Background: an optimization exercise with open tools, aiming at small area. Do not read the settings as production practice.
In this exercise RTL edits were held to simulation tests only and were not proved equivalent to the original.
Some runs may be left out. An edit can pass the tests and still lose a function that they never use.
Power and IR drop assume default switching activity.

[config.mk]
export PLATFORM = sky130hd
export DESIGN_NAME = core_top
export DESIGN_NICKNAME = core_top
export VERILOG_FILES = /design/flow/design.v
export SDC_FILE = /design/flow/constraint.sdc
export NUM_CORES = 4
export LEC_CHECK = 0
export CAP_MARGIN = 20
export CORE_MARGIN = 2
export CORE_UTILIZATION = 30
export GPL_ROUTABILITY_DRIVEN = 1
export PLACE_DENSITY = 0.45
export SLEW_MARGIN = 20
[constraint.sdc]
create_clock -name core_clock -period 14.0 [get_ports {clk_i}]
set_input_delay 2.8000 -clock core_clock [delete_from_list [all_inputs] [get_ports {clk_i}]]
set_output_delay 2.8000 -clock core_clock [all_outputs]
set_load 0.01 [all_outputs]
[design.v]
module core_top(
    input  wire        clk_i,
    input  wire        rst_i,
    input  wire [31:0] rom_data_i,
    output wire        rom_ce_o,
    output wire [31:0] rom_addr_o,
    input  wire [31:0] ram_rdata_i,
    output reg  [31:0] ram_wdata_o,
    output wire        ram_we_o,
    output wire [31:0] ram_addr_o,
    output wire        ram_ce_o,
    output reg         halt_o,
    input  wire        irq_external_i,
    input  wire        irq_software_i,
    input  wire        irq_timer_i
);
localparam [31:0] NOP = 32'h00000013;
localparam [6:0] OP_I     = 7'b0010011;
localparam [6:0] OP_R     = 7'b0110011;
localparam [6:0] OP_LUI   = 7'b0110111;
localparam [6:0] OP_AUIPC = 7'b0010111;
localparam [6:0] OP_S     = 7'b0100011;
localparam [6:0] OP_L     = 7'b0000011;
localparam [6:0] OP_JAL   = 7'b1101111;
localparam [6:0] OP_JALR  = 7'b1100111;
localparam [6:0] OP_B     = 7'b1100011;
localparam [6:0] OP_SYS   = 7'b1110011;
wire        jump_we;           
wire [31:0] jump_addr;
wire        int_en;            
wire [31:0] isr_pc;
wire        stall_id;          
wire        md_stall;          
wire        stall_exe = jump_we | md_stall;
wire        stall     = ~rst_i & (stall_id | stall_exe);
reg        ce;
reg [31:0] pc;
assign rom_ce_o   = ce;
assign rom_addr_o = pc;
wire [31:0] new_pc = int_en ? isr_pc : jump_addr;
wire [29:0] pc_inc;
rinc #(30) u_pcinc (.a(pc[31:2]), .ci(1'b1), .s(pc_inc), .co());
always @(posedge clk_i) ce <= ~rst_i;
always @(posedge clk_i)
    if (!ce)                  pc <= 32'h0;
    else if (jump_we | int_en) pc <= new_pc;
    else if (!stall)          pc <= {pc_inc, pc[1:0]};
reg [31:0] fa, fi;
always @(posedge clk_i)
    if (rst_i | jump_we | int_en) begin
        fa <= 32'h0;
        fi <= NOP;
    end else if (!stall) begin
        fa <= pc;
        fi <= rom_data_i;
    end
wire [6:0] d_opc = fi[6:0];
wire [2:0] d_f3  = fi[14:12];
wire [4:0] d_rs1 = fi[19:15];
wire [4:0] d_rs2 = fi[24:20];
wire d_I     = d_opc == OP_I;
wire d_R     = d_opc == OP_R;
wire d_LUI   = d_opc == OP_LUI;
wire d_AUIPC = d_opc == OP_AUIPC;
wire d_S     = d_opc == OP_S;
wire d_L     = d_opc == OP_L;
wire d_JAL   = d_opc == OP_JAL;
wire d_JALR  = d_opc == OP_JALR;
wire d_B     = d_opc == OP_B;
wire d_SYS   = d_opc == OP_SYS;
wire d_sysok = d_SYS & (d_f3 != 3'd4);
wire d_csrr  = d_SYS & (d_f3[2] == 1'b0) & (d_f3[1:0] != 2'b00);
wire d_csri  = d_SYS & d_f3[2] & (d_f3[1:0] != 2'b00);
wire d_valid = d_I | d_R | d_LUI | d_AUIPC | d_S | d_L | d_JAL | d_JALR | d_B | d_sysok;
wire d_re1   = d_I | d_R | d_S | d_L | d_JALR | d_B | d_csrr;
wire d_re2   = d_R | d_S | d_B;
wire [31:0] d_iimm = {{20{fi[31]}}, fi[31:20]};
wire [31:0] d_uimm = {fi[31:12], 12'b0};
wire [31:0] d_jimm = {{12{fi[31]}}, fi[19:12], fi[20], fi[30:21], 1'b0};
wire        rf_we;
wire [4:0]  rf_waddr;
wire [31:0] rf_wdata;
reg  [31:0] rf [1:31];
wire [31:0] rd1 [0:31];
wire [31:0] rd2 [0:31];
assign rd1[0] = 32'h0;
assign rd2[0] = 32'h0;
genvar gi;
generate for (gi = 1; gi < 32; gi = gi + 1) begin : g_rf
    always @(posedge clk_i)
        if (rf_we && rf_waddr == gi)
            rf[gi] <= rf_wdata;
    assign rd1[gi] = rd1[gi-1] | ({32{d_rs1 == gi}} & rf[gi]);
    assign rd2[gi] = rd2[gi-1] | ({32{d_rs2 == gi}} & rf[gi]);
end endgenerate
wire [31:0] rf1 = rd1[31];
wire [31:0] rf2 = rd2[31];
wire        ex_we;
wire [31:0] ex_wdata;
wire [4:0]  ex_waddr;
wire        mm_we;
wire [4:0]  mm_waddr;
wire [31:0] mm_wdata;
wire f1e = ex_we & (ex_waddr == d_rs1);
wire f1m = mm_we & (mm_waddr == d_rs1);
wire f2e = ex_we & (ex_waddr == d_rs2);
wire f2m = mm_we & (mm_waddr == d_rs2);
wire [31:0] src1 = f1e ? ex_wdata : f1m ? mm_wdata : rf1;
wire [31:0] src2 = f2e ? ex_wdata : f2m ? mm_wdata : rf2;
reg [31:0] d_op1, d_op2;
always @(*) begin
    if (d_re1)                d_op1 = src1;
    else if (d_LUI)           d_op1 = d_uimm;
    else if (d_AUIPC | d_JAL) d_op1 = fa;
    else if (d_csri)          d_op1 = {27'b0, d_rs1};
    else                      d_op1 = 32'h0;
end
always @(*) begin
    if (d_re2)                   d_op2 = src2;
    else if (d_I | d_L | d_JALR) d_op2 = d_iimm;
    else if (d_AUIPC)            d_op2 = d_uimm;
    else if (d_JAL)              d_op2 = d_jimm;
    else                         d_op2 = 32'h0;
end
wire [31:0] d_inst = d_valid ? fi : NOP;
wire [31:0] d_ia   = (d_JAL | d_JALR | d_B | d_sysok) ? fa : 32'h0;
reg [31:0] ei, eo1, eo2, ea;
wire e_isload = ei[6:0] == OP_L;
assign stall_id = e_isload & ((d_rs1 == ei[11:7]) | (d_rs2 == ei[11:7]));
always @(posedge clk_i)
    if (rst_i | jump_we | int_en) begin
        ei  <= NOP;
        eo1 <= 32'h0;
        eo2 <= 32'h0;
        if (rst_i) ea <= 32'h0;
    end else if (stall_id) begin
        ei  <= NOP;
        eo1 <= 32'h0;
        eo2 <= 32'h0;
    end else if (!md_stall) begin
        ei  <= d_inst;
        eo1 <= d_op1;
        eo2 <= d_op2;
        ea  <= d_ia;
    end
wire [6:0] e_opc = ei[6:0];
wire [2:0] e_f3  = ei[14:12];
wire [6:0] e_f7  = ei[31:25];
wire e_I     = e_opc == OP_I;
wire e_R     = e_opc == OP_R;
wire e_LUI   = e_opc == OP_LUI;
wire e_AUIPC = e_opc == OP_AUIPC;
wire e_S     = e_opc == OP_S;
wire e_L     = e_opc == OP_L;
wire e_JAL   = e_opc == OP_JAL;
wire e_JALR  = e_opc == OP_JALR;
wire e_B     = e_opc == OP_B;
wire e_SYS   = e_opc == OP_SYS;
wire e_M     = e_R & (e_f7 == 7'b0000001);
wire e_alu   = (e_I | e_R) & ~e_M;
wire e_sub = (e_R & ~e_M & e_f3 == 3'd0 & e_f7 != 7'd0) |
             (e_alu & (e_f3 == 3'd2 | e_f3 == 3'd3)) | e_B;
wire [31:0] e_simm = {{20{ei[31]}}, ei[31:25], ei[11:7]};
wire [31:0] e_y    = e_sub ? ~eo2 : (e_S ? e_simm : eo2);
wire [32:0] e_sum = {1'b0, eo1} + {1'b0, e_y} + {32'b0, e_sub};
wire e_ltu = ~e_sum[32];
wire e_lt  = (eo1[31] ^ eo2[31]) ? eo1[31] : e_sum[31];
wire e_eq  = (e_sum[31:0] == 32'h0);
wire [4:0]  e_sh  = eo2[4:0];
wire        e_left = ~e_f3[2];
reg  [31:0] e_shin;
integer k;
always @(*) for (k = 0; k < 32; k = k + 1) e_shin[k] = e_left ? eo1[31-k] : eo1[k];
wire        e_fill = ~e_left & e_f7[5] & eo1[31];
wire [32:0] e_shr  = $signed({e_fill, e_shin}) >>> e_sh;
reg  [31:0] e_shout;
always @(*) for (k = 0; k < 32; k = k + 1) e_shout[k] = e_left ? e_shr[31-k] : e_shr[k];
reg [31:0] e_alu_r;
reg        e_alu_we;
always @(*) begin
    e_alu_we = 1'b1;
    case (e_f3)
        3'd0: e_alu_r = e_sum[31:0];
        3'd1: begin e_alu_r = e_shout; e_alu_we = (e_f7 == 7'd0); end
        3'd2: e_alu_r = {31'b0, e_lt};
        3'd3: e_alu_r = {31'b0, e_ltu};
        3'd4: e_alu_r = eo1 ^ eo2;
        3'd5: begin
            e_alu_r  = e_shout;
            e_alu_we = (e_f7 == 7'd0) | (e_f7 == 7'b0100000);
        end
        3'd6: e_alu_r = eo1 | eo2;
        default: e_alu_r = eo1 & eo2;
    endcase
end
reg e_taken;
always @(*) begin
    case (e_f3)
        3'd0: e_taken = e_eq;
        3'd1: e_taken = ~e_eq;
        3'd4: e_taken = e_lt;
        3'd5: e_taken = ~e_lt;
        3'd6: e_taken = e_ltu;
        3'd7: e_taken = ~e_ltu;
        default: e_taken = 1'b0;
    endcase
end
wire [31:0] e_bimm = {{20{ei[31]}}, ei[7], ei[30:25], ei[11:8], 1'b0};
wire [31:0] e_pcadd = ea + (e_B ? e_bimm : 32'd4);
assign jump_we   = e_JAL | e_JALR | (e_B & e_taken);
assign jump_addr = e_B ? e_pcadd : e_sum[31:0];
wire req_m = ~rst_i & e_M & ~e_f3[2];
wire req_d = ~rst_i & e_M &  e_f3[2];
wire a_neg  = eo1[31];
wire b_neg  = eo2[31];
wire a_zero = (eo1 == 32'h0);
wire b_zero = (eo2 == 32'h0);
wire sgn_a  = (e_f3 == 3'd1) | (e_f3 == 3'd2) | (e_f3 == 3'd4) | (e_f3 == 3'd6);
wire sgn_b  = (e_f3 == 3'd1) | (e_f3 == 3'd4) | (e_f3 == 3'd6);
wire [31:0] a_o, b_o;
wire a_inv = sgn_a & a_neg;
wire b_inv = sgn_b & b_neg;
rinc #(32) u_anegt (.a(eo1 ^ {32{a_inv}}), .ci(a_inv), .s(a_o), .co());
rinc #(32) u_bnegt (.a(eo2 ^ {32{b_inv}}), .ci(b_inv), .s(b_o), .co());
localparam [1:0] S_IDLE = 2'd0, S_CALC = 2'd1, S_DONE = 2'd2;
reg [1:0]  ms, ds;
reg [5:0]  cnt;
reg [31:0] opr;
reg [64:0] R;
reg [63:0] mout;      
reg [63:0] dout;      
reg        mrdy, drdy;
wire mu_load = (ms == S_IDLE) & req_m;
wire dv_load = (ds == S_IDLE) & req_d;
wire mu_step = (ms == S_CALC);
wire dv_step = (ds == S_CALC);
wire [31:0] md_s;
wire        md_c;
assign {md_c, md_s} = {1'b0, R[63:32]} + {1'b0, dv_step ? ~opr : opr} + {32'b0, dv_step};
always @(posedge clk_i)
    if (rst_i | ~req_m) ms <= S_IDLE;
    else case (ms)
        S_IDLE:  ms <= (a_zero | b_zero) ? S_DONE : S_CALC;
        S_CALC:  ms <= (cnt == 6'd0) ? S_DONE : S_CALC;
        default: ms <= S_IDLE;
    endcase
always @(posedge clk_i)
    if (rst_i | ~req_d) ds <= S_IDLE;
    else case (ds)
        S_IDLE:  ds <= (a_zero | b_zero) ? S_DONE : S_CALC;
        S_CALC:  ds <= (cnt == 6'd0) ? S_DONE : S_CALC;
        default: ds <= S_IDLE;
    endcase
always @(posedge clk_i)
    if (mu_load) begin
        if (a_zero | b_zero) R <= 65'h0;
        else begin
            cnt <= 6'd31;
            opr <= a_o;
            R   <= {33'h0, b_o};
        end
    end else if (dv_load) begin
        if (b_zero) R <= {a_o, 1'b0, 32'hffffffff};
        else begin
            cnt <= 6'd32;
            opr <= b_o;
            R   <= {33'h0, a_o};
        end
    end else if (mu_step) begin
        cnt <= cnt - 6'd1;
        R   <= R[0] ? {1'b0, md_c, md_s, R[31:1]} : {2'b0, R[63:1]};
    end else if (dv_step) begin
        cnt <= cnt - 6'd1;
        R   <= md_c ? {md_s, R[31:0], 1'b1} : {R[63:0], 1'b0};
    end
always @(posedge clk_i) begin
    mrdy <= (ms == S_DONE);
    drdy <= (ds == S_DONE);
    if (ms == S_DONE) mout <= R[63:0];
    if (ds == S_DONE) dout <= {R[64:33], R[31:0]};
end
assign md_stall = (req_m & ~mrdy) | (req_d & ~drdy);
wire        sadj = a_neg ^ b_neg;
wire [31:0] n_in = e_f3[2] ? (e_f3[1] ? dout[63:32] : dout[31:0]) : mout[63:32];
wire        n_ci = e_f3[2] ? 1'b1 : (mout[31:0] == 32'h0);
wire [31:0] n_out = ~n_in + {31'b0, n_ci};
reg         n_do;
always @(*) begin
    case (e_f3)
        3'd1:    n_do = sadj;
        3'd2:    n_do = a_neg;
        3'd4:    n_do = ~b_zero & sadj;
        3'd6:    n_do = ~b_zero & a_neg;
        default: n_do = 1'b0;
    endcase
end
wire [31:0] md_res = (e_f3 == 3'd0) ? mout[31:0] : (n_do ? n_out : n_in);
wire [31:0] md_wdata = (mrdy | drdy) ? md_res : 32'h0;
wire [11:0] e_csr = ei[31:20];
wire [31:0] csr_rdata;
reg        x_we;
reg [31:0] x_wd;
always @(*) begin
    x_we = 1'b0;
    x_wd = 32'h0;
    if (e_alu)                                  begin x_we = e_alu_we; x_wd = e_alu_r; end
    else if (e_M)                               begin x_we = 1'b1; x_wd = md_wdata; end
    else if (e_LUI | e_AUIPC)                   begin x_we = 1'b1; x_wd = e_sum[31:0]; end
    else if (e_L)                               begin x_we = 1'b1; x_wd = 32'h0; end
    else if (e_JAL | e_JALR)                    begin x_we = 1'b1; x_wd = e_pcadd; end
    else if (e_SYS)                             begin x_we = (e_f3 != 3'd0); x_wd = csr_rdata; end
end
assign ex_we    = x_we;
assign ex_waddr = ei[11:7];
assign ex_wdata = x_wd;
wire       e_ldok = e_L & (e_f3 != 3'd3) & (e_f3 != 3'd6) & (e_f3 != 3'd7);
wire       e_stok = e_S & (e_f3[2] == 1'b0) & (e_f3[1:0] != 2'b11);
wire [1:0] e_kind = e_ldok ? 2'd1 : e_stok ? 2'd2 : e_L ? 2'd3 : 2'd0;
wire        e_csrwe = e_SYS & (e_f3 != 3'd0);
reg  [31:0] e_csrwd;
always @(*) begin
    case (e_f3[1:0])
        2'b01:   e_csrwd = eo1;
        2'b10:   e_csrwd = eo1 | csr_rdata;
        default: e_csrwd = csr_rdata & ~eo1;
    endcase
end
wire e_priv  = e_SYS & (e_f3 == 3'd0);
wire e_mret  = e_priv & (e_f7 == 7'b0011000) & (ei[24:20] == 5'b00010);
wire e_ecall = e_priv & (e_f7 == 7'b0000000) & (ei[24:20] == 5'b00000);
reg        m_we;
reg [4:0]  m_waddr;
reg [31:0] m_slot;      
reg [31:0] m_data;      
reg [1:0]  m_kind;
reg [2:0]  m_f3;
reg        m_csrwe;
reg [11:0] m_csra;
reg [31:0] m_ia;
reg        m_ecall, m_mret;
always @(posedge clk_i)
    if (rst_i | int_en) begin
        m_we    <= 1'b0;
        m_kind  <= 2'd0;
        m_csrwe <= 1'b0;
        m_ia    <= 32'h0;
        m_ecall <= 1'b0;
        m_mret  <= 1'b0;
    end else begin
        m_we    <= x_we;
        m_waddr <= ei[11:7];
        m_slot  <= (e_L | e_S) ? ((e_kind == 2'd3) ? 32'h0 : e_sum[31:0]) : x_wd;
        m_data  <= e_S ? eo2 : e_csrwd;
        m_kind  <= e_kind;
        m_f3    <= e_f3;
        m_csrwe <= e_csrwe;
        m_csra  <= e_csr;
        m_ia    <= ea;
        m_ecall <= e_ecall;
        m_mret  <= e_mret;
    end
wire m_ld = (m_kind == 2'd1);
wire m_st = (m_kind == 2'd2);
assign ram_ce_o   = m_ld | m_st;
assign ram_we_o   = m_st;
assign ram_addr_o = m_slot;
wire [1:0] m_off = m_slot[1:0];
reg  [7:0] m_byte;
always @(*) begin
    case (m_off)
        2'd0: m_byte = ram_rdata_i[7:0];
        2'd1: m_byte = ram_rdata_i[15:8];
        2'd2: m_byte = ram_rdata_i[23:16];
        default: m_byte = ram_rdata_i[31:24];
    endcase
end
wire [15:0] m_half = m_off[1] ? ram_rdata_i[31:16] : ram_rdata_i[15:0];
reg [31:0] m_load;
always @(*) begin
    case (m_f3[1:0])
        2'b00:   m_load = {{24{~m_f3[2] & m_byte[7]}}, m_byte};
        2'b01:   m_load = m_off[0] ? 32'h0 : {{16{~m_f3[2] & m_half[15]}}, m_half};
        default: m_load = ram_rdata_i;
    endcase
end
always @(*) begin
    case (m_f3[1:0])
        2'b00: case (m_off)
            2'd0: ram_wdata_o = {ram_rdata_i[31:8], m_data[7:0]};
            2'd1: ram_wdata_o = {ram_rdata_i[31:16], m_data[7:0], ram_rdata_i[7:0]};
            2'd2: ram_wdata_o = {ram_rdata_i[31:24], m_data[7:0], ram_rdata_i[15:0]};
            default: ram_wdata_o = {m_data[7:0], ram_rdata_i[23:0]};
        endcase
        2'b01: ram_wdata_o = m_off[0] ? 32'h0 :
                             m_off[1] ? {m_data[15:0], ram_rdata_i[15:0]} :
                                        {ram_rdata_i[31:16], m_data[15:0]};
        default: ram_wdata_o = m_data;
    endcase
end
assign mm_we    = m_we;
assign mm_waddr = m_waddr;
assign mm_wdata = m_ld ? m_load : m_slot;
assign rf_we    = ~rst_i & ~int_en & m_we;
assign rf_waddr = m_waddr;
assign rf_wdata = mm_wdata;
always @(posedge clk_i)
    if (rst_i) halt_o <= 1'b0;
    else if (m_st && m_f3[1:0] == 2'b10 && m_slot == 32'h00200008) halt_o <= 1'b1;
reg        w_csrwe;
reg [11:0] w_csra;
reg [31:0] w_csrwd;
always @(posedge clk_i)
    if (rst_i | int_en) begin
        w_csrwe <= 1'b0;
    end else begin
        w_csrwe <= m_csrwe;
        w_csra  <= m_csra;
        w_csrwd <= m_data;
    end
reg [63:0] mcycle;
wire [63:0] mcycle_inc = mcycle + 64'd1;
reg        mst_mie, mst_mpie;
reg        mie_e, mie_t, mie_s;
reg [31:0] mtvec, mscratch, mepc, mtval;
reg [3:0]  mc_cause;
reg [26:0] mc_rem;
reg        mc_int;
reg        mip_e, mip_t, mip_s;
wire w_mstatus  = w_csrwe & (w_csra == 12'h300);
wire w_mie      = w_csrwe & (w_csra == 12'h304);
wire w_mtvec    = w_csrwe & (w_csra == 12'h305);
wire w_mscratch = w_csrwe & (w_csra == 12'h340);
wire w_mepc     = w_csrwe & (w_csra == 12'h341);
wire w_mcause   = w_csrwe & (w_csra == 12'h342);
wire w_mtval    = w_csrwe & (w_csra == 12'h343);
reg  [1:0] is;          
reg  [3:0] tcause;
reg        ttype;
reg        texc;
wire taken = (is == 2'd2);
wire tret  = (is == 2'd3);
always @(posedge clk_i)
    if (rst_i) mcycle <= 64'h0;
    else       mcycle <= mcycle_inc;
always @(posedge clk_i)
    if (rst_i) begin
        mst_mie  <= 1'b0;
        mst_mpie <= 1'b1;
    end else if (w_mstatus) begin
        mst_mie  <= w_csrwd[3];
        mst_mpie <= w_csrwd[7];
    end else if (taken) begin
        mst_mpie <= mst_mie;
        mst_mie  <= 1'b0;
    end else if (tret) begin
        mst_mie  <= mst_mpie;
        mst_mpie <= 1'b1;
    end
always @(posedge clk_i)
    if (rst_i) begin
        mie_e <= 1'b0; mie_t <= 1'b0; mie_s <= 1'b0;
    end else if (w_mie) begin
        mie_e <= w_csrwd[11]; mie_t <= w_csrwd[7]; mie_s <= w_csrwd[3];
    end
always @(posedge clk_i)
    if (rst_i) mtvec <= 32'h0;
    else if (w_mtvec) mtvec <= w_csrwd;
always @(posedge clk_i)
    if (rst_i) mscratch <= 32'h0;
    else if (w_mscratch) mscratch <= w_csrwd;
always @(posedge clk_i)
    if (rst_i) mtval <= 32'h0;
    else if (w_mtval) mtval <= w_csrwd;
reg  [31:0] cur_pc;
always @(posedge clk_i)
    if (rst_i) cur_pc <= 32'h0;
    else if (jump_we) cur_pc <= jump_addr;
wire [31:0] tpc = (m_ia != 32'h0) ? m_ia : cur_pc;
wire [29:0] epc_dec;
rca #(30) u_epc (.a(tpc[31:2]), .b(30'h3fffffff), .ci(1'b0), .s(epc_dec), .co());
wire [29:0] epc = texc ? epc_dec : tpc[31:2];
always @(posedge clk_i)
    if (rst_i) mepc <= 32'h0;
    else if (w_mepc) mepc <= w_csrwd;
    else if (taken) mepc <= {epc, 2'b00};
always @(posedge clk_i)
    if (rst_i) begin
        mc_cause <= 4'h0; mc_rem <= 27'h0; mc_int <= 1'b0;
    end else if (w_mcause) begin
        mc_cause <= w_csrwd[3:0]; mc_rem <= w_csrwd[30:4]; mc_int <= w_csrwd[31];
    end else if (taken) begin
        mc_cause <= tcause; mc_rem <= 27'h0; mc_int <= ttype;
    end
always @(posedge clk_i)
    if (rst_i) begin
        mip_e <= 1'b0; mip_t <= 1'b0; mip_s <= 1'b0;
    end else begin
        mip_e <= irq_external_i; mip_t <= irq_timer_i; mip_s <= irq_software_i;
    end
reg [31:0] csr_r;
always @(*) begin
    case (e_csr)
        12'hF12:          csr_r = 32'd22;
        12'h301:          csr_r = 32'h40001100;
        12'hB00, 12'hC00: csr_r = mcycle[31:0];
        12'hB80, 12'hC80: csr_r = mcycle[63:32];
        12'h300:          csr_r = {19'b0, 2'b11, 3'b0, mst_mpie, 3'b0, mst_mie, 3'b0};
        12'h304:          csr_r = {20'b0, mie_e, 3'b0, mie_t, 3'b0, mie_s, 3'b0};
        12'h305:          csr_r = mtvec;
        12'h340:          csr_r = mscratch;
        12'h341:          csr_r = mepc;
        12'h342:          csr_r = {mc_int, mc_rem, mc_cause};
        12'h344:          csr_r = {20'b0, mip_e, 3'b0, mip_t, 3'b0, mip_s, 3'b0};
        12'h343:          csr_r = mtval;
        default:          csr_r = 32'h0;
    endcase
end
assign csr_rdata = (w_csrwe && w_csra == e_csr) ? w_csrwd : csr_r;
wire eip = mie_e & mip_e;
wire tip = mie_t & mip_t;
wire sip = mie_s & mip_s;
wire trap = (mst_mie & (eip | tip | sip)) | m_ecall;
always @(posedge clk_i)
    if (rst_i) is <= 2'd0;
    else if (is == 2'd1) is <= trap ? 2'd2 : m_mret ? 2'd3 : 2'd1;
    else is <= 2'd1;
always @(posedge clk_i) texc <= m_ecall | m_mret;
always @(posedge clk_i)
    if (rst_i) begin
        tcause <= 4'd0; ttype <= 1'b0;
    end else if (is == 2'd1) begin
        if (mst_mie & tip)      begin tcause <= 4'd7;  ttype <= 1'b1; end
        else if (mst_mie & sip) begin tcause <= 4'd3;  ttype <= 1'b1; end
        else if (mst_mie & eip) begin tcause <= 4'd11; ttype <= 1'b1; end
        else if (m_ecall)       begin tcause <= 4'd11; ttype <= 1'b0; end
    end
assign int_en = taken | tret;
wire [29:0] tvec_add;
rca #(30) u_tvec (.a(mtvec[31:2]), .b({26'b0, tcause}), .ci(1'b0), .s(tvec_add), .co());
wire [29:0] tvec = (ttype & mtvec[0]) ? tvec_add : mtvec[31:2];
assign isr_pc = taken ? {tvec, 2'b00} : mepc;
endmodule
module rca #(parameter W = 32) (
    input  wire [W-1:0] a,
    input  wire [W-1:0] b,
    input  wire         ci,
    output wire [W-1:0] s,
    output wire         co
);
    wire [W:0] c;
    assign c[0] = ci;
    genvar i;
    generate for (i = 0; i < W; i = i + 1) begin : g
        wire p = a[i] ^ b[i];
        assign s[i]   = p ^ c[i];
        assign c[i+1] = (a[i] & b[i]) | (p & c[i]);
    end endgenerate
    assign co = c[W];
endmodule
module rinc #(parameter W = 32) (
    input  wire [W-1:0] a,
    input  wire         ci,
    output wire [W-1:0] s,
    output wire         co
);
    wire [W:0] c;
    assign c[0] = ci;
    genvar i;
    generate for (i = 0; i < W; i = i + 1) begin : g
        assign s[i]   = a[i] ^ c[i];
        assign c[i+1] = a[i] & c[i];
    end endgenerate
    assign co = c[W];
endmodule
[run.sh]
#!/bin/bash
# synth_recipe.tcl (not shown) runs the flow's synth.tcl, then flattens the netlist and writes it again
# the make line also repeats each setting of config.mk as NAME=value (left out here)
make -C /OpenROAD-flow-scripts/flow DESIGN_CONFIG=/design/flow/config.mk WORK_HOME=/design/flow/orfs CLKGATE_MAP_FILE= SYNTH_SCRIPT=/design/flow/synth_recipe.tcl finish
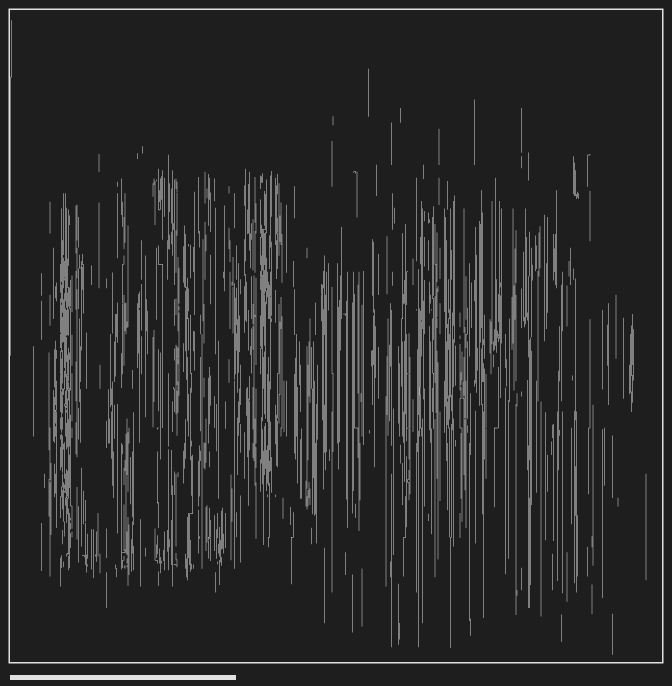
run_1/met4.png
The bar under the picture is 200 um long.
The layer carries 43.0 mm of wire. The layer holds 7.9% of the routed length. 461 nets have wire on it. The wires run mostly vertical.

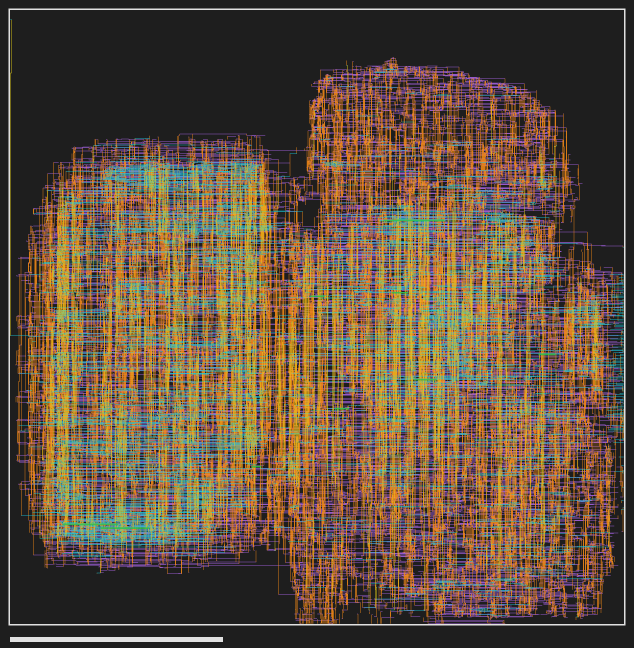
run_1/metal_stack.png
The bar under the picture is 200 um long.
Yellow shows met4, wire length 43.0 mm. Green shows met5, wire length 228 um. Cyan shows met3, wire length 66.2 mm. Orange shows met2, wire length 226 mm. Purple shows met1, wire length 208 mm.

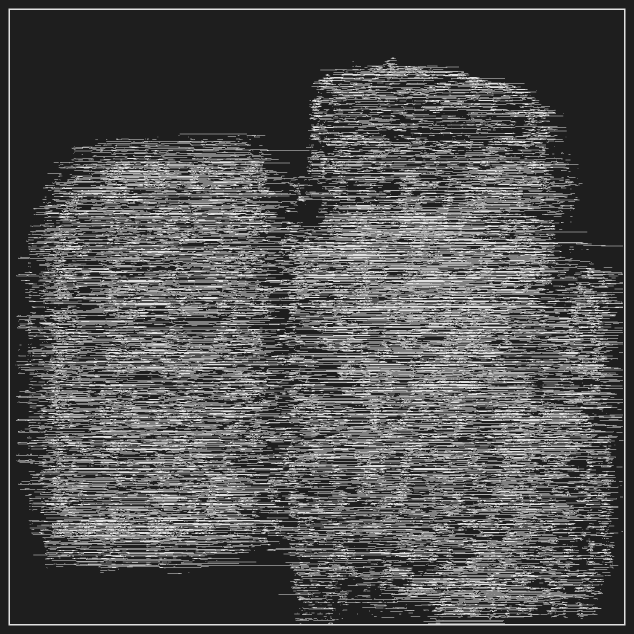
run_1/met1.png
The layer holds 38% of the routed length. The wires run mostly horizontal.

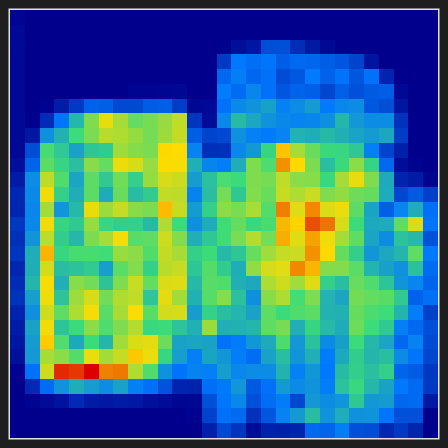
run_1/wire_density.png
The die is cut into 29 by 29 equal tiles; dark blue is low, red is high, scaled to the fullest tile. Values are wire area over tile area, all layers added.
27% of the tiles are over half the peak. The mean over all tiles is 0.29. The fullest tile reaches 0.91.

==> run summary, run 1 <==
GRT Util Overall=31.4%; busiest layer in global routing=met2; worst setup path start=ei[14]$_SDFFE_PP0N_; FF+latch count=between 1500 and 2000; clock sinks=1886; post-DP HPWL=358 mm; dominant synthesized flop cell=edfxtp_1; # IOs=169; leading area contributor after synthesis=edfxtp_1; hold depth=0; Root Driver=clkbuf_16; area fraction in compound gates after synthesis=approximately a fifth; Multi-input gate area=0.0444 mm2; clock buffers=between 200 and 300; routed vias/inst=6.47; PwrDens=132 mW/mm2; Post-Syn Area per Cell=roughly 11 um2; slowest stage cell, crit path=buf_4; fill cell count=~32000; count leader, synth=edfxtp_1; DRT Wirelength=543 mm; WL met3=66.2 mm; status=timing/DRC/antenna clean; diode count=18; NonClk Buf Share=approximately 4%; Top Registers=rf x992, R x65; adder-cell share of the synthesized area=4.06%; layout cells sized above 1=11.4%; Unique masters post-synth=103; slack of the critical path=approximately 4.2 ns; Non-Filler Instances=between 10000 and 15000; leakage=38.9 nW; Final Setup Violations=0; synthesized flop and latch total=1886; total CTS buffers=216; vias in the first global route=83000; simple-gate share of the synthesized area=12.8%; # Post-CTS Setup Buffers=0; Worst path most repeated cell=buf_4; Post-DP Area=0.107 mm2; Slew Limit Fails=0; met1 Use GR=40.5%; post-synthesis sequential area ratio=between 50% and 60%; combinational power=2.77 mW; Final Cycle Share=70.2%; worst slack, placed=4.43 ns; maximum vdd drop=0.102 mV; cell-internal power=a little over 10 mW; Bufs and invs on worst path=7; reg-to-reg startpoint=ei[14]$_SDFFE_PP0N_; die area=0.333 mm2; routed wl met2=226 mm; Hold Path Sink=w_csra[6]$_DFFE_PN_; worst-skew pair later-pin latency=0.97 ns; Starting Density=30.1%; Seq. cell area=between 0.05 and 0.06 mm2; first-pass GRT wire length=slightly above 700 mm; clk_skew=0.0999 ns; number of synthesized flops with an enable pin=1383; GPL Wtd Cong=1.05; worst flop-to-flop path endpoint=ea[9]$_SDFFCE_PP0P_; Worst Tran Pin Value=1.28 ns; post-layout instance area=between 0.1 and 0.15 mm2
==> run 2, diff against run 1 <==
--- a/design.v
+++ b/design.v
@@ -45,15 +45,19 @@
     if (!ce)                  pc <= 32'h0;
     else if (jump_we | int_en) pc <= new_pc;
     else if (!stall)          pc <= {pc_inc, pc[1:0]};
-reg [31:0] fa, fi;
+reg        fz;
+reg [31:0] fi;
 always @(posedge clk_i)
     if (rst_i | jump_we | int_en) begin
-        fa <= 32'h0;
+        fz <= 1'b1;
         fi <= NOP;
     end else if (!stall) begin
-        fa <= pc;
+        fz <= ~ce;
         fi <= rom_data_i;
     end
+wire [29:0] pc_dec;
+rca #(30) u_pcdec (.a(pc[31:2]), .b(30'h3fffffff), .ci(1'b0), .s(pc_dec), .co());
+wire [31:0] fa = fz ? 32'h0 : {pc_dec, pc[1:0]};
 wire [6:0] d_opc = fi[6:0];
 wire [2:0] d_f3  = fi[14:12];
 wire [4:0] d_rs1 = fi[19:15];
@@ -77,9 +81,9 @@
 wire [31:0] d_iimm = {{20{fi[31]}}, fi[31:20]};
 wire [31:0] d_uimm = {fi[31:12], 12'b0};
 wire [31:0] d_jimm = {{12{fi[31]}}, fi[19:12], fi[20], fi[30:21], 1'b0};
-wire        rf_we;
-wire [4:0]  rf_waddr;
-wire [31:0] rf_wdata;
+reg         w_we;
+reg  [4:0]  w_waddr;
+reg  [31:0] w_wdata;
 reg  [31:0] rf [1:31];
 wire [31:0] rd1 [0:31];
 wire [31:0] rd2 [0:31];
@@ -88,13 +92,13 @@
 genvar gi;
 generate for (gi = 1; gi < 32; gi = gi + 1) begin : g_rf
     always @(posedge clk_i)
-        if (rf_we && rf_waddr == gi)
-            rf[gi] <= rf_wdata;
+        if (!rst_i && w_we && w_waddr == gi)
+            rf[gi] <= w_wdata;
     assign rd1[gi] = rd1[gi-1] | ({32{d_rs1 == gi}} & rf[gi]);
     assign rd2[gi] = rd2[gi-1] | ({32{d_rs2 == gi}} & rf[gi]);
 end endgenerate
-wire [31:0] rf1 = rd1[31];
-wire [31:0] rf2 = rd2[31];
+wire [31:0] rf1 = (w_we && d_rs1 == w_waddr && d_rs1 != 5'd0) ? w_wdata : rd1[31];
+wire [31:0] rf2 = (w_we && d_rs2 == w_waddr && d_rs2 != 5'd0) ? w_wdata : rd2[31];
 wire        ex_we;
 wire [31:0] ex_wdata;
 wire [4:0]  ex_waddr;
@@ -206,7 +210,8 @@
     endcase
 end
 wire [31:0] e_bimm = {{20{ei[31]}}, ei[7], ei[30:25], ei[11:8], 1'b0};
-wire [31:0] e_pcadd = ea + (e_B ? e_bimm : 32'd4);
+wire [31:0] e_pcadd;
+pcadd u_pcadd (.a(ea), .imm(e_B ? e_bimm[12:0] : 13'd4), .s(e_pcadd));
 assign jump_we   = e_JAL | e_JALR | (e_B & e_taken);
 assign jump_addr = e_B ? e_pcadd : e_sum[31:0];
 wire req_m = ~rst_i & e_M & ~e_f3[2];
@@ -283,7 +288,8 @@
 wire        sadj = a_neg ^ b_neg;
 wire [31:0] n_in = e_f3[2] ? (e_f3[1] ? dout[63:32] : dout[31:0]) : mout[63:32];
 wire        n_ci = e_f3[2] ? 1'b1 : (mout[31:0] == 32'h0);
-wire [31:0] n_out = ~n_in + {31'b0, n_ci};
+wire [31:0] n_out;
+rinc #(32) u_nout (.a(~n_in), .ci(n_ci), .s(n_out), .co());
 reg         n_do;
 always @(*) begin
     case (e_f3)
@@ -400,25 +406,41 @@
 assign mm_we    = m_we;
 assign mm_waddr = m_waddr;
 assign mm_wdata = m_ld ? m_load : m_slot;
-assign rf_we    = ~rst_i & ~int_en & m_we;
-assign rf_waddr = m_waddr;
-assign rf_wdata = mm_wdata;
 always @(posedge clk_i)
     if (rst_i) halt_o <= 1'b0;
     else if (m_st && m_f3[1:0] == 2'b10 && m_slot == 32'h00200008) halt_o <= 1'b1;
-reg        w_csrwe;
-reg [11:0] w_csra;
+reg [2:0]  w_csrsel;
+reg        w_byp;
 reg [31:0] w_csrwd;
+reg [2:0]  m_csrsel;
+always @(*) begin
+    case (m_csra)
+        12'h300: m_csrsel = 3'd1;
+        12'h304: m_csrsel = 3'd2;
+        12'h305: m_csrsel = 3'd3;
+        12'h340: m_csrsel = 3'd4;
+        12'h341: m_csrsel = 3'd5;
+        12'h342: m_csrsel = 3'd6;
+        12'h343: m_csrsel = 3'd7;
+        default: m_csrsel = 3'd0;
+    endcase
+end
 always @(posedge clk_i)
     if (rst_i | int_en) begin
-        w_csrwe <= 1'b0;
+        w_we     <= 1'b0;
+        w_csrsel <= 3'd0;
+        w_byp    <= 1'b0;
     end else begin
-        w_csrwe <= m_csrwe;
-        w_csra  <= m_csra;
-        w_csrwd <= m_data;
+        w_we     <= m_we;
+        w_waddr  <= m_waddr;
+        w_wdata  <= mm_wdata;
+        w_csrsel <= m_csrwe ? m_csrsel : 3'd0;
+        w_byp    <= m_csrwe & (m_csra == fi[31:20]);
+        w_csrwd  <= m_data;
     end
 reg [63:0] mcycle;
-wire [63:0] mcycle_inc = mcycle + 64'd1;
+wire [63:0] mcycle_inc;
+binc #(.W(64), .B(16)) u_mcyc (.a(mcycle), .s(mcycle_inc));
 reg        mst_mie, mst_mpie;
 reg        mie_e, mie_t, mie_s;
 reg [31:0] mtvec, mscratch, mepc, mtval;
@@ -426,13 +448,13 @@
 reg [26:0] mc_rem;
 reg        mc_int;
 reg        mip_e, mip_t, mip_s;
-wire w_mstatus  = w_csrwe & (w_csra == 12'h300);
-wire w_mie      = w_csrwe & (w_csra == 12'h304);
-wire w_mtvec    = w_csrwe & (w_csra == 12'h305);
-wire w_mscratch = w_csrwe & (w_csra == 12'h340);
-wire w_mepc     = w_csrwe & (w_csra == 12'h341);
-wire w_mcause   = w_csrwe & (w_csra == 12'h342);
-wire w_mtval    = w_csrwe & (w_csra == 12'h343);
+wire w_mstatus  = (w_csrsel == 3'd1);
+wire w_mie      = (w_csrsel == 3'd2);
+wire w_mtvec    = (w_csrsel == 3'd3);
+wire w_mscratch = (w_csrsel == 3'd4);
+wire w_mepc     = (w_csrsel == 3'd5);
+wire w_mcause   = (w_csrsel == 3'd6);
+wire w_mtval    = (w_csrsel == 3'd7);
 reg  [1:0] is;          
 reg  [3:0] tcause;
 reg        ttype;
@@ -515,7 +537,7 @@
         default:          csr_r = 32'h0;
     endcase
 end
-assign csr_rdata = (w_csrwe && w_csra == e_csr) ? w_csrwd : csr_r;
+assign csr_rdata = w_byp ? w_csrwd : csr_r;
 wire eip = mie_e & mip_e;
 wire tip = mie_t & mip_t;
 wire sip = mie_s & mip_s;
@@ -572,3 +594,27 @@
     end endgenerate
     assign co = c[W];
 endmodule
+module binc #(parameter W = 64, parameter B = 16) (
+    input  wire [W-1:0] a,
+    output wire [W-1:0] s
+);
+    genvar k;
+    generate for (k = 0; k < W / B; k = k + 1) begin : g
+        wire ci = (k == 0) ? 1'b1 : &a[k*B-1:0];
+        rinc #(B) u (.a(a[k*B +: B]), .ci(ci), .s(s[k*B +: B]), .co());
+    end endgenerate
+endmodule
+module pcadd (
+    input  wire [31:0] a,
+    input  wire [12:0] imm,
+    output wire [31:0] s
+);
+    wire        c13;
+    wire [18:0] up, dn;
+    rca  #(13) ul (.a(a[12:0]), .b(imm), .ci(1'b0), .s(s[12:0]), .co(c13));
+    rinc #(19) ui (.a(a[31:13]), .ci(1'b1), .s(up), .co());
+    wire [18:0] up_dn;
+    rinc #(19) ud (.a(~a[31:13]), .ci(1'b1), .s(up_dn), .co());
+    assign dn = ~up_dn;
+    assign s[31:13] = (c13 == imm[12]) ? a[31:13] : (c13 ? up : dn);
+endmodule
==> run 2 against run 1 <==
  * Sequential power down 2%
  * Largest cell class unchanged
  * Highest routed layer unchanged
  * First-iteration DRC count down 15%
  * Flip-flop and latch count fell by 2
  * Non-clock buffer count is 31 higher
  * Hold slack better by 0.016 ns
  * Combinational power fell by 54%
==> run summary, run 2 <==
WP data required=14.51 ns; dominant synthesized flop cell=edfxtp_1; DRT Wirelength=around 570 mm; fmax=between 90 and 100 MHz; status=timing/DRC/antenna clean; Unique masters post-synth=96; Non-Filler Instances=13900; clock sinks=between 1500 and 2000; Sequential Power Share=45.9%; simple-gate share of the synthesized area=12.3%; clock buffers=~280; WL met3=59.4 mm; Hold Path Sink=dout[63]$_DFFE_PP_; combinational power=1.27 mW; worst slack, placed=around 3.5 ns; leading area contributor after synthesis=edfxtp_1; clk_skew=0.137 ns; count leader, synth=edfxtp_1; number of synthesized flops with an enable pin=1408; Starting Density=between 30% and 40%; Bufs and invs on worst path=7; Final Setup Violations=0; busiest layer in global routing=met2; ClkCell Share=about 6.4%; worst flop-to-flop path endpoint=ea[26]$_SDFFCE_PP0P_; post-synthesis sequential area ratio=a little over half; Cells after Synth=9351; leakage=40.1 nW; port bufs=between 150 and 200; n_taps=around 4300; FF+latch count=1884; RSZ-0062 raised after global routing=false; CTS tree=yes; initial antenna violation count=37; top post-synthesis cells by area=edfxtp_1 43%, dfxtp_1 9.7%, a22oi_1 7.6%, ha_1 5.5%, nand2_1 3.9%; Slew Limit Fails=0; CP peak stage delay=1.00 ns; worst setup path start=ei[12]$_SDFFE_PP0N_; Seq. cell area=roughly 0.052 mm2; slowest stage cell, crit path=nand2_1; routed wl met2=248 mm; highest-count cells in the layout ignoring fill and taps=1408 x edfxtp_1, 1007 x nand2_1, 991 x a22oi_1; Biggest register=rf; post-synth top area share=~43%; die area=0.333 mm2; CP max FO=32; adder-cell share of the synthesized area=5.80%; maximum vdd drop=0.116 mV; Post-DP Area=0.107 mm2; Worst Tran Pin Value=between 1 and 1.5 ns; vias in the first global route=between 80000 and 90000; Post-Syn Area per Cell=10.5 um2; multi-input gates=6530; Worst path most repeated cell=buf_4; largest net degree at the start of global routing=97; layout cells sized above 1=11.2%; DRC viols=0; reg-to-reg startpoint=ei[12]$_SDFFE_PP0N_; routed vias/inst=approximately 6.4; slack of the critical path=3.14 ns; hold_buf cts=0; nonclk inv count=193; Die X=577 um; met3 Track Usage GR=around 7.7%; met1 Use GR=a little over 40%; Root Driver=clkbuf_16; Top Registers=rf x992, R x65; slew margin rel.=a little over a tenth; hold depth=0; Top pwr grp=registers; M2 GR Usage=50.5%; non-clock buffer count=575; fill cell count=32600; mux contribution to synthesized area=between 3 and 4%; worst-skew pair later-pin latency=0.99 ns; XOR/XNOR share of the synthesized area=1.87%; total CTS buffers=220; H-tree Lvls=4; synthesized flop and latch total=1884; most common cell after layout, fill and taps aside=edfxtp_1; Crit path arrival time=11.37 ns; YS warnings=2; CTS clock-pin slew for the worst setup and hold paths=approximately 0.06 ns; Switching Fraction=26.9%; NonClk Buf Share=4.33%; PwrDens=117 mW/mm2; post-DP HPWL=between 300 and 400 mm; Multi-input gate area=0.0441 mm2; clock power share=44.7%; GPL Wtd Cong=approximately 1.0; Final Cycle Share=77.6%; GRT Util Overall=32.9%; cell-internal power=9.81 mW; area fraction in compound gates after synthesis=20.5%; diode count=14; # IOs=169; Cell Rows=between 200 and 250; post-layout instance area=0.114 mm2; # Post-CTS Setup Buffers=0; first-pass GRT wire length=approximately 750 mm
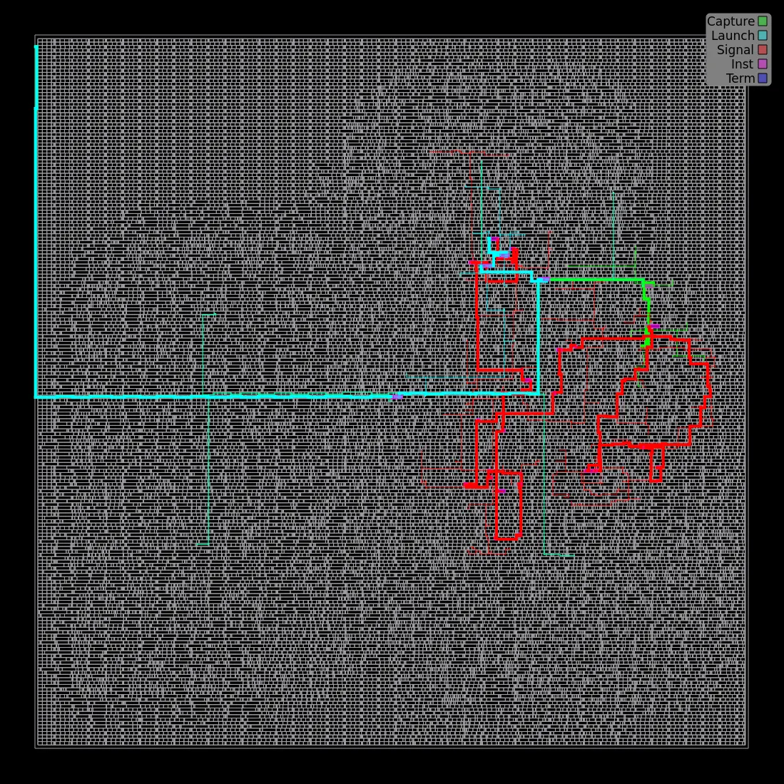
run_2/final_worst_path.png
final critical-path required period: 10.86 ns
Total Neg Setup Slack: 0 ns
final core utilization: 35.0%

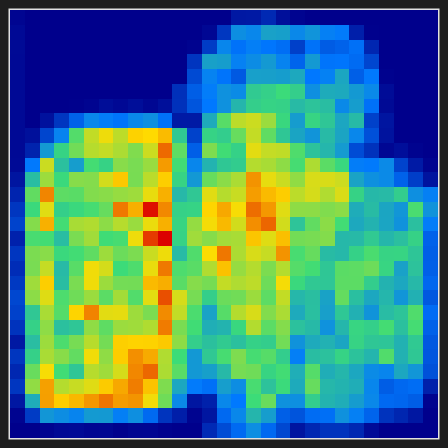
run_2/wire_density.png
The die is cut into 29 by 29 equal tiles; dark blue is low, red is high, scaled to the fullest tile. Values are wire area over tile area, all layers added.
The densest ninth of the die: centre. The mean over all tiles is 0.30. 36% of the tiles are over half the peak. The fullest tile reaches 0.79. The emptiest ninth of the die: upper left.

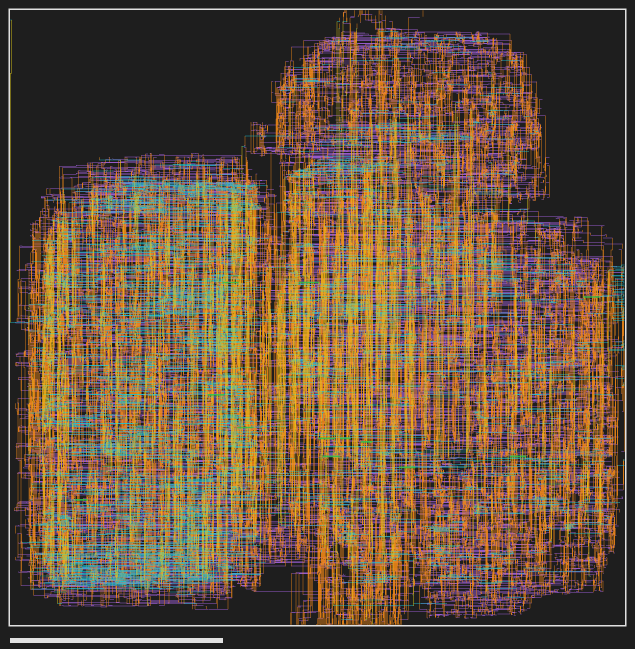
run_2/metal_stack.png
The bar under the picture is 200 um long.
Green shows met5, wire length 169 um. Yellow shows met4, wire length 47.9 mm. Orange shows met2, wire length 248 mm. Cyan shows met3, wire length 59.4 mm. Purple shows met1, wire length 213 mm.

==> run 3, diff against run 2 <==
==> flow/run.sh (new file) <==
#!/bin/bash
# Layout flow: the standard flow (standard.sh), with
#  - synthesis mapped by an area-oriented ABC script (flow/area.script); everything
#    else in the synthesis is the standard flow's own script, so the registers are the same;
#  - clock tree synthesis without dummy loads;
#  - smaller port buffers.
# Every tool's output goes to a log file in this folder (and ORFS's own logs under orfs/logs).
set -euo pipefail
W=$(pwd)

# synthesis script: the standard flow's, with abc's -script replaced by ours
{
  head -n 1 "$W/synth_recipe.tcl"
  cat <<'TCL'
proc abc {args} {
  set i [lsearch $args -script]
  if {$i >= 0} { set args [lreplace $args $i [expr {$i + 1}] -script $::env(AREA_ABC_SCRIPT)] }
  yosys abc {*}$args
}
TCL
  tail -n +2 "$W/synth_recipe.tcl"
} > "$W/area_synth.tcl"
export AREA_ABC_SCRIPT="$W/flow/area.script"

# config: the standard flow's, plus CTS and port-buffer arguments
cp "$W/config.mk" "$W/area_config.mk"
cat >> "$W/area_config.mk" <<'MK'
export CTS_ARGS = -sink_clustering_enable -repair_clock_nets -dont_use_dummy_load -buf_list sky130_fd_sc_hd__clkbuf_8 -sink_clustering_size 16 -sink_clustering_max_diameter 50
export BUFFER_PORTS_ARGS = -buffer_cell sky130_fd_sc_hd__buf_1
MK

sed -e "s#$W/synth_recipe.tcl#$W/area_synth.tcl#g" -e "s#$W/config.mk#$W/area_config.mk#g" "$W/standard.sh" > "$W/area_standard.sh"
grep -q area_synth.tcl "$W/area_standard.sh"
grep -q area_config.mk "$W/area_standard.sh"

bash "$W/area_standard.sh" > "$W/flow_make.log" 2>&1
==> flow/area.script (new file) <==
&get -n
&st
&dch -f
&nf -R 1000 -p -C 32 -F 8 -A 8
&st
&syn2
&dch -f
&nf -R 1000 -p -C 32 -F 8 -A 8
&put
==> standard.sh (new file) <==
#!/bin/bash
# synth_recipe.tcl (not shown) runs the flow's synth.tcl, then flattens the netlist and writes it again
# the make line also repeats each setting of config.mk as NAME=value (left out here)
make -C /OpenROAD-flow-scripts/flow DESIGN_CONFIG=/design/flow/config.mk WORK_HOME=/design/flow/orfs CLKGATE_MAP_FILE= SYNTH_SCRIPT=/design/flow/synth_recipe.tcl "${@:-finish}"
--- a/config.mk
+++ b/config.mk
@@ -7,7 +7,7 @@
 export LEC_CHECK = 0
 export CAP_MARGIN = 20
 export CORE_MARGIN = 2
-export CORE_UTILIZATION = 30
+export CORE_UTILIZATION = 40
 export GPL_ROUTABILITY_DRIVEN = 1
-export PLACE_DENSITY = 0.45
+export PLACE_DENSITY = 0.5
 export SLEW_MARGIN = 20
removed: run.sh
==> run 3 against run 2 <==
  * Cell count fell by 14%
  * First-iteration DRC count grew 39%
  * Sequential power about the same
  * Clock power fell by 44%
  * Final area is 9.1% lower
  * Power is 20% lower
  * Critical path type unchanged
  * Largest cell class unchanged
  * Still clean
  * Hold slack improved by 0.00054 ns
  * Register-to-register slack got worse by 0.22 ns
==> run summary, run 3 <==
status=timing/DRC/antenna clean; post-layout instance area=0.104 mm2; port bufs=approximately 170; Cells after Synth=approximately 8200; Top Registers=rf x992, R x65; diode count=45; WL met3=~73 mm; reg-to-reg startpoint=ei[26]$_SDFFE_PP0N_; slew margin rel.=~4.3%; dominant synthesized flop cell=edfxtp_1; post-synth top area share=approximately 46%; Crit path arrival time=11.66 ns; non-clock buffer count=540; Final Cycle Share=approximately 80%; H-tree Lvls=4; Post-Syn Area per Cell=about 11 um2; maximum vdd drop=0.0714 mV; slowest stage cell, crit path=a21oi_4; clock power share=31.4%; n_taps=roughly 3000; ClkCell Share=2.91%; vias in the first global route=81000; area fraction in compound gates after synthesis=between 20% and 30%; CTS clock-pin slew for the worst setup and hold paths=0.09 ns; YS warnings=2; Seq. cell area=0.0518 mm2; total CTS buffers=220; hold_buf cts=0; most common cell after layout, fill and taps aside=edfxtp_1; WP data required=14.58 ns; first-pass GRT wire length=718 mm; post-DP HPWL=~360 mm; CP max FO=60; routed vias/inst=7.28; clock buffers=220; combinational power=1.17 mW; simple-gate share of the synthesized area=12.4%; FF+latch count=about 1900; Sequential Power Share=57.6%; busiest layer in global routing=met2; # IOs=169; GPL Wtd Cong=1.04; clk_skew=0.197 ns; Multi-input gate area=0.0410 mm2; initial antenna violation count=between 50 and 60; multi-input gates=6136; met3 Track Usage GR=between 10% and 20%; mux contribution to synthesized area=1.41%; clock sinks=roughly 1900; fmax=90.3 MHz; Slew Limit Fails=0; GRT Util Overall=44.7%; Root Driver=clkbuf_8; synthesized flop and latch total=1884; Bufs and invs on worst path=3; Top pwr grp=registers; met1 Use GR=57.4%; Die X=485 um; post-synthesis sequential area ratio=56.1%; die area=0.235 mm2; Hold Path Sink=texc$_DFF_P_; Worst Tran Pin Value=1.42 ns; RSZ-0062 raised after global routing=false; NonClk Buf Share=under 10%; Total Neg Setup Slack=0 ns; nonclk inv count=194
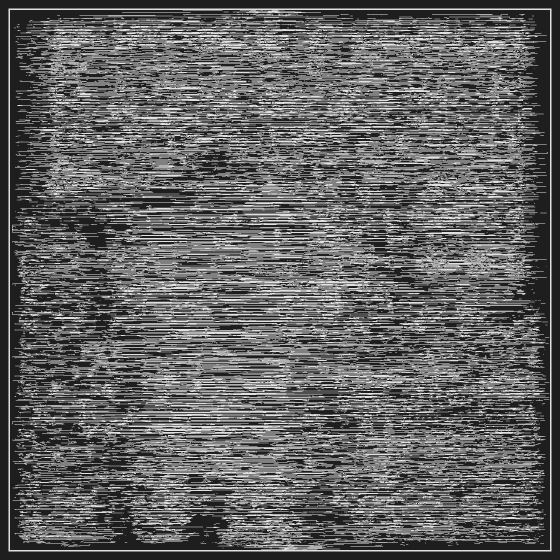
run_3/met1.png
The longest straight run is 147 um. The layer holds 38% of the routed length. The layer carries 204 mm of wire. 9038 nets have wire on it.

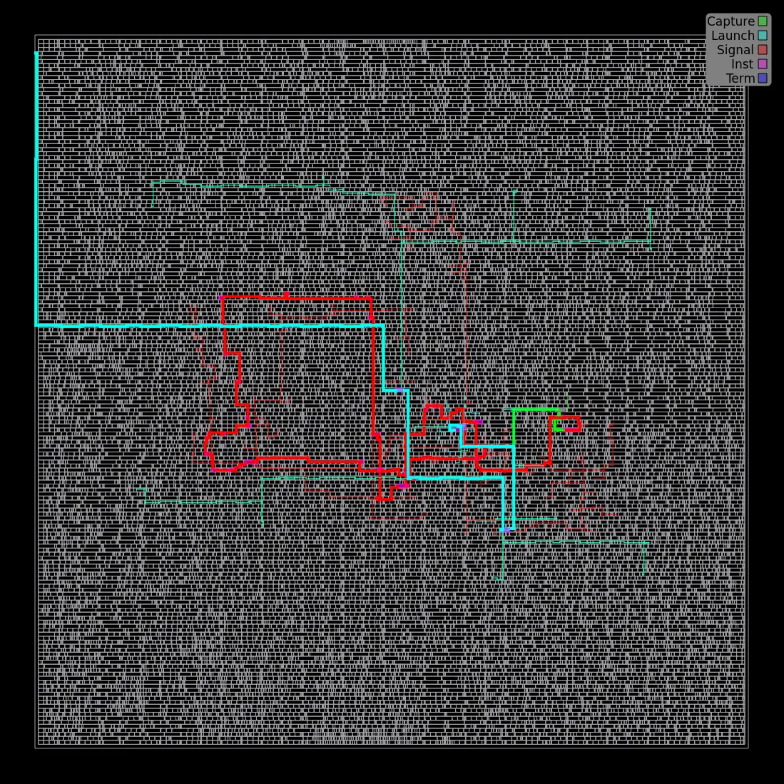
run_3/final_worst_path.png
final core utilization: 45.2%
Non-Filler Instances: 12000
final critical-path required period: 11.08 ns
slack of the critical path: 2.92 ns

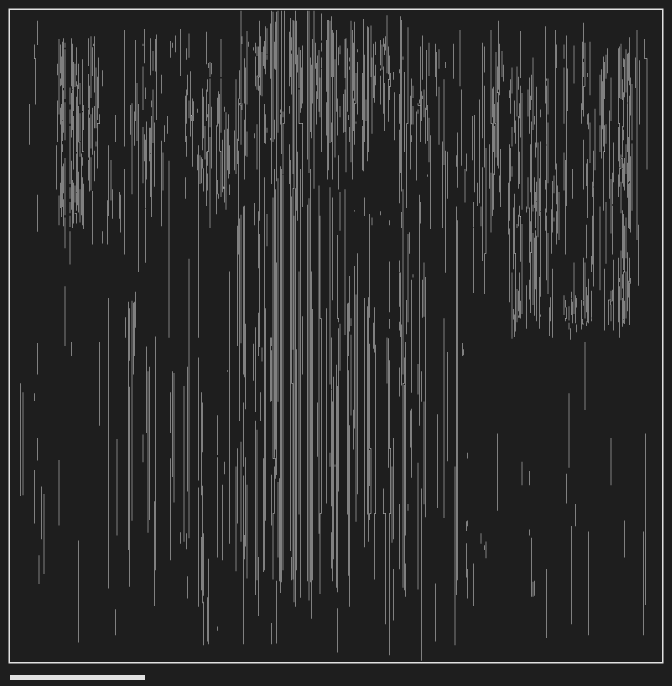
run_3/met4.png
The bar under the picture is 100 um long.
The longest straight run is 318 um. 449 nets have wire on it.

## port drivers added, routing unchanged
The flow's constraints put no driver on any port. The routed layouts listed below were extracted and timed again, unchanged, in two steps. Step 1 assumes that a clkbuf_16 drives the clock port and a buf_2 every other input. Step 2 adds t to the input delays and takes it off the output delays; t is the mean of the earliest and latest rising clock arrival at the registers after step 1. Input paths then give back, and output paths get back, about the clock's delay inside the block. a / b / c = ideal / step 1 / step 2; a / b = the first two.
| run | shift t [ns] | setup WS [ns] | hold WS [ns] |
|---|---|---|---|
| run 1 | 1.028 | 4.167 / 4.167 / 4.167 | 0.419 / 0.419 / 0.419 |
| run 2 | 1.038 | 3.136 / 3.136 / 3.136 | 0.434 / 0.434 / 0.434 |
| run 3 | 1.104 | 2.920 / 2.920 / 2.920 | 0.435 / 0.435 / 0.435 |
After both steps setup and hold are still met in every run listed.
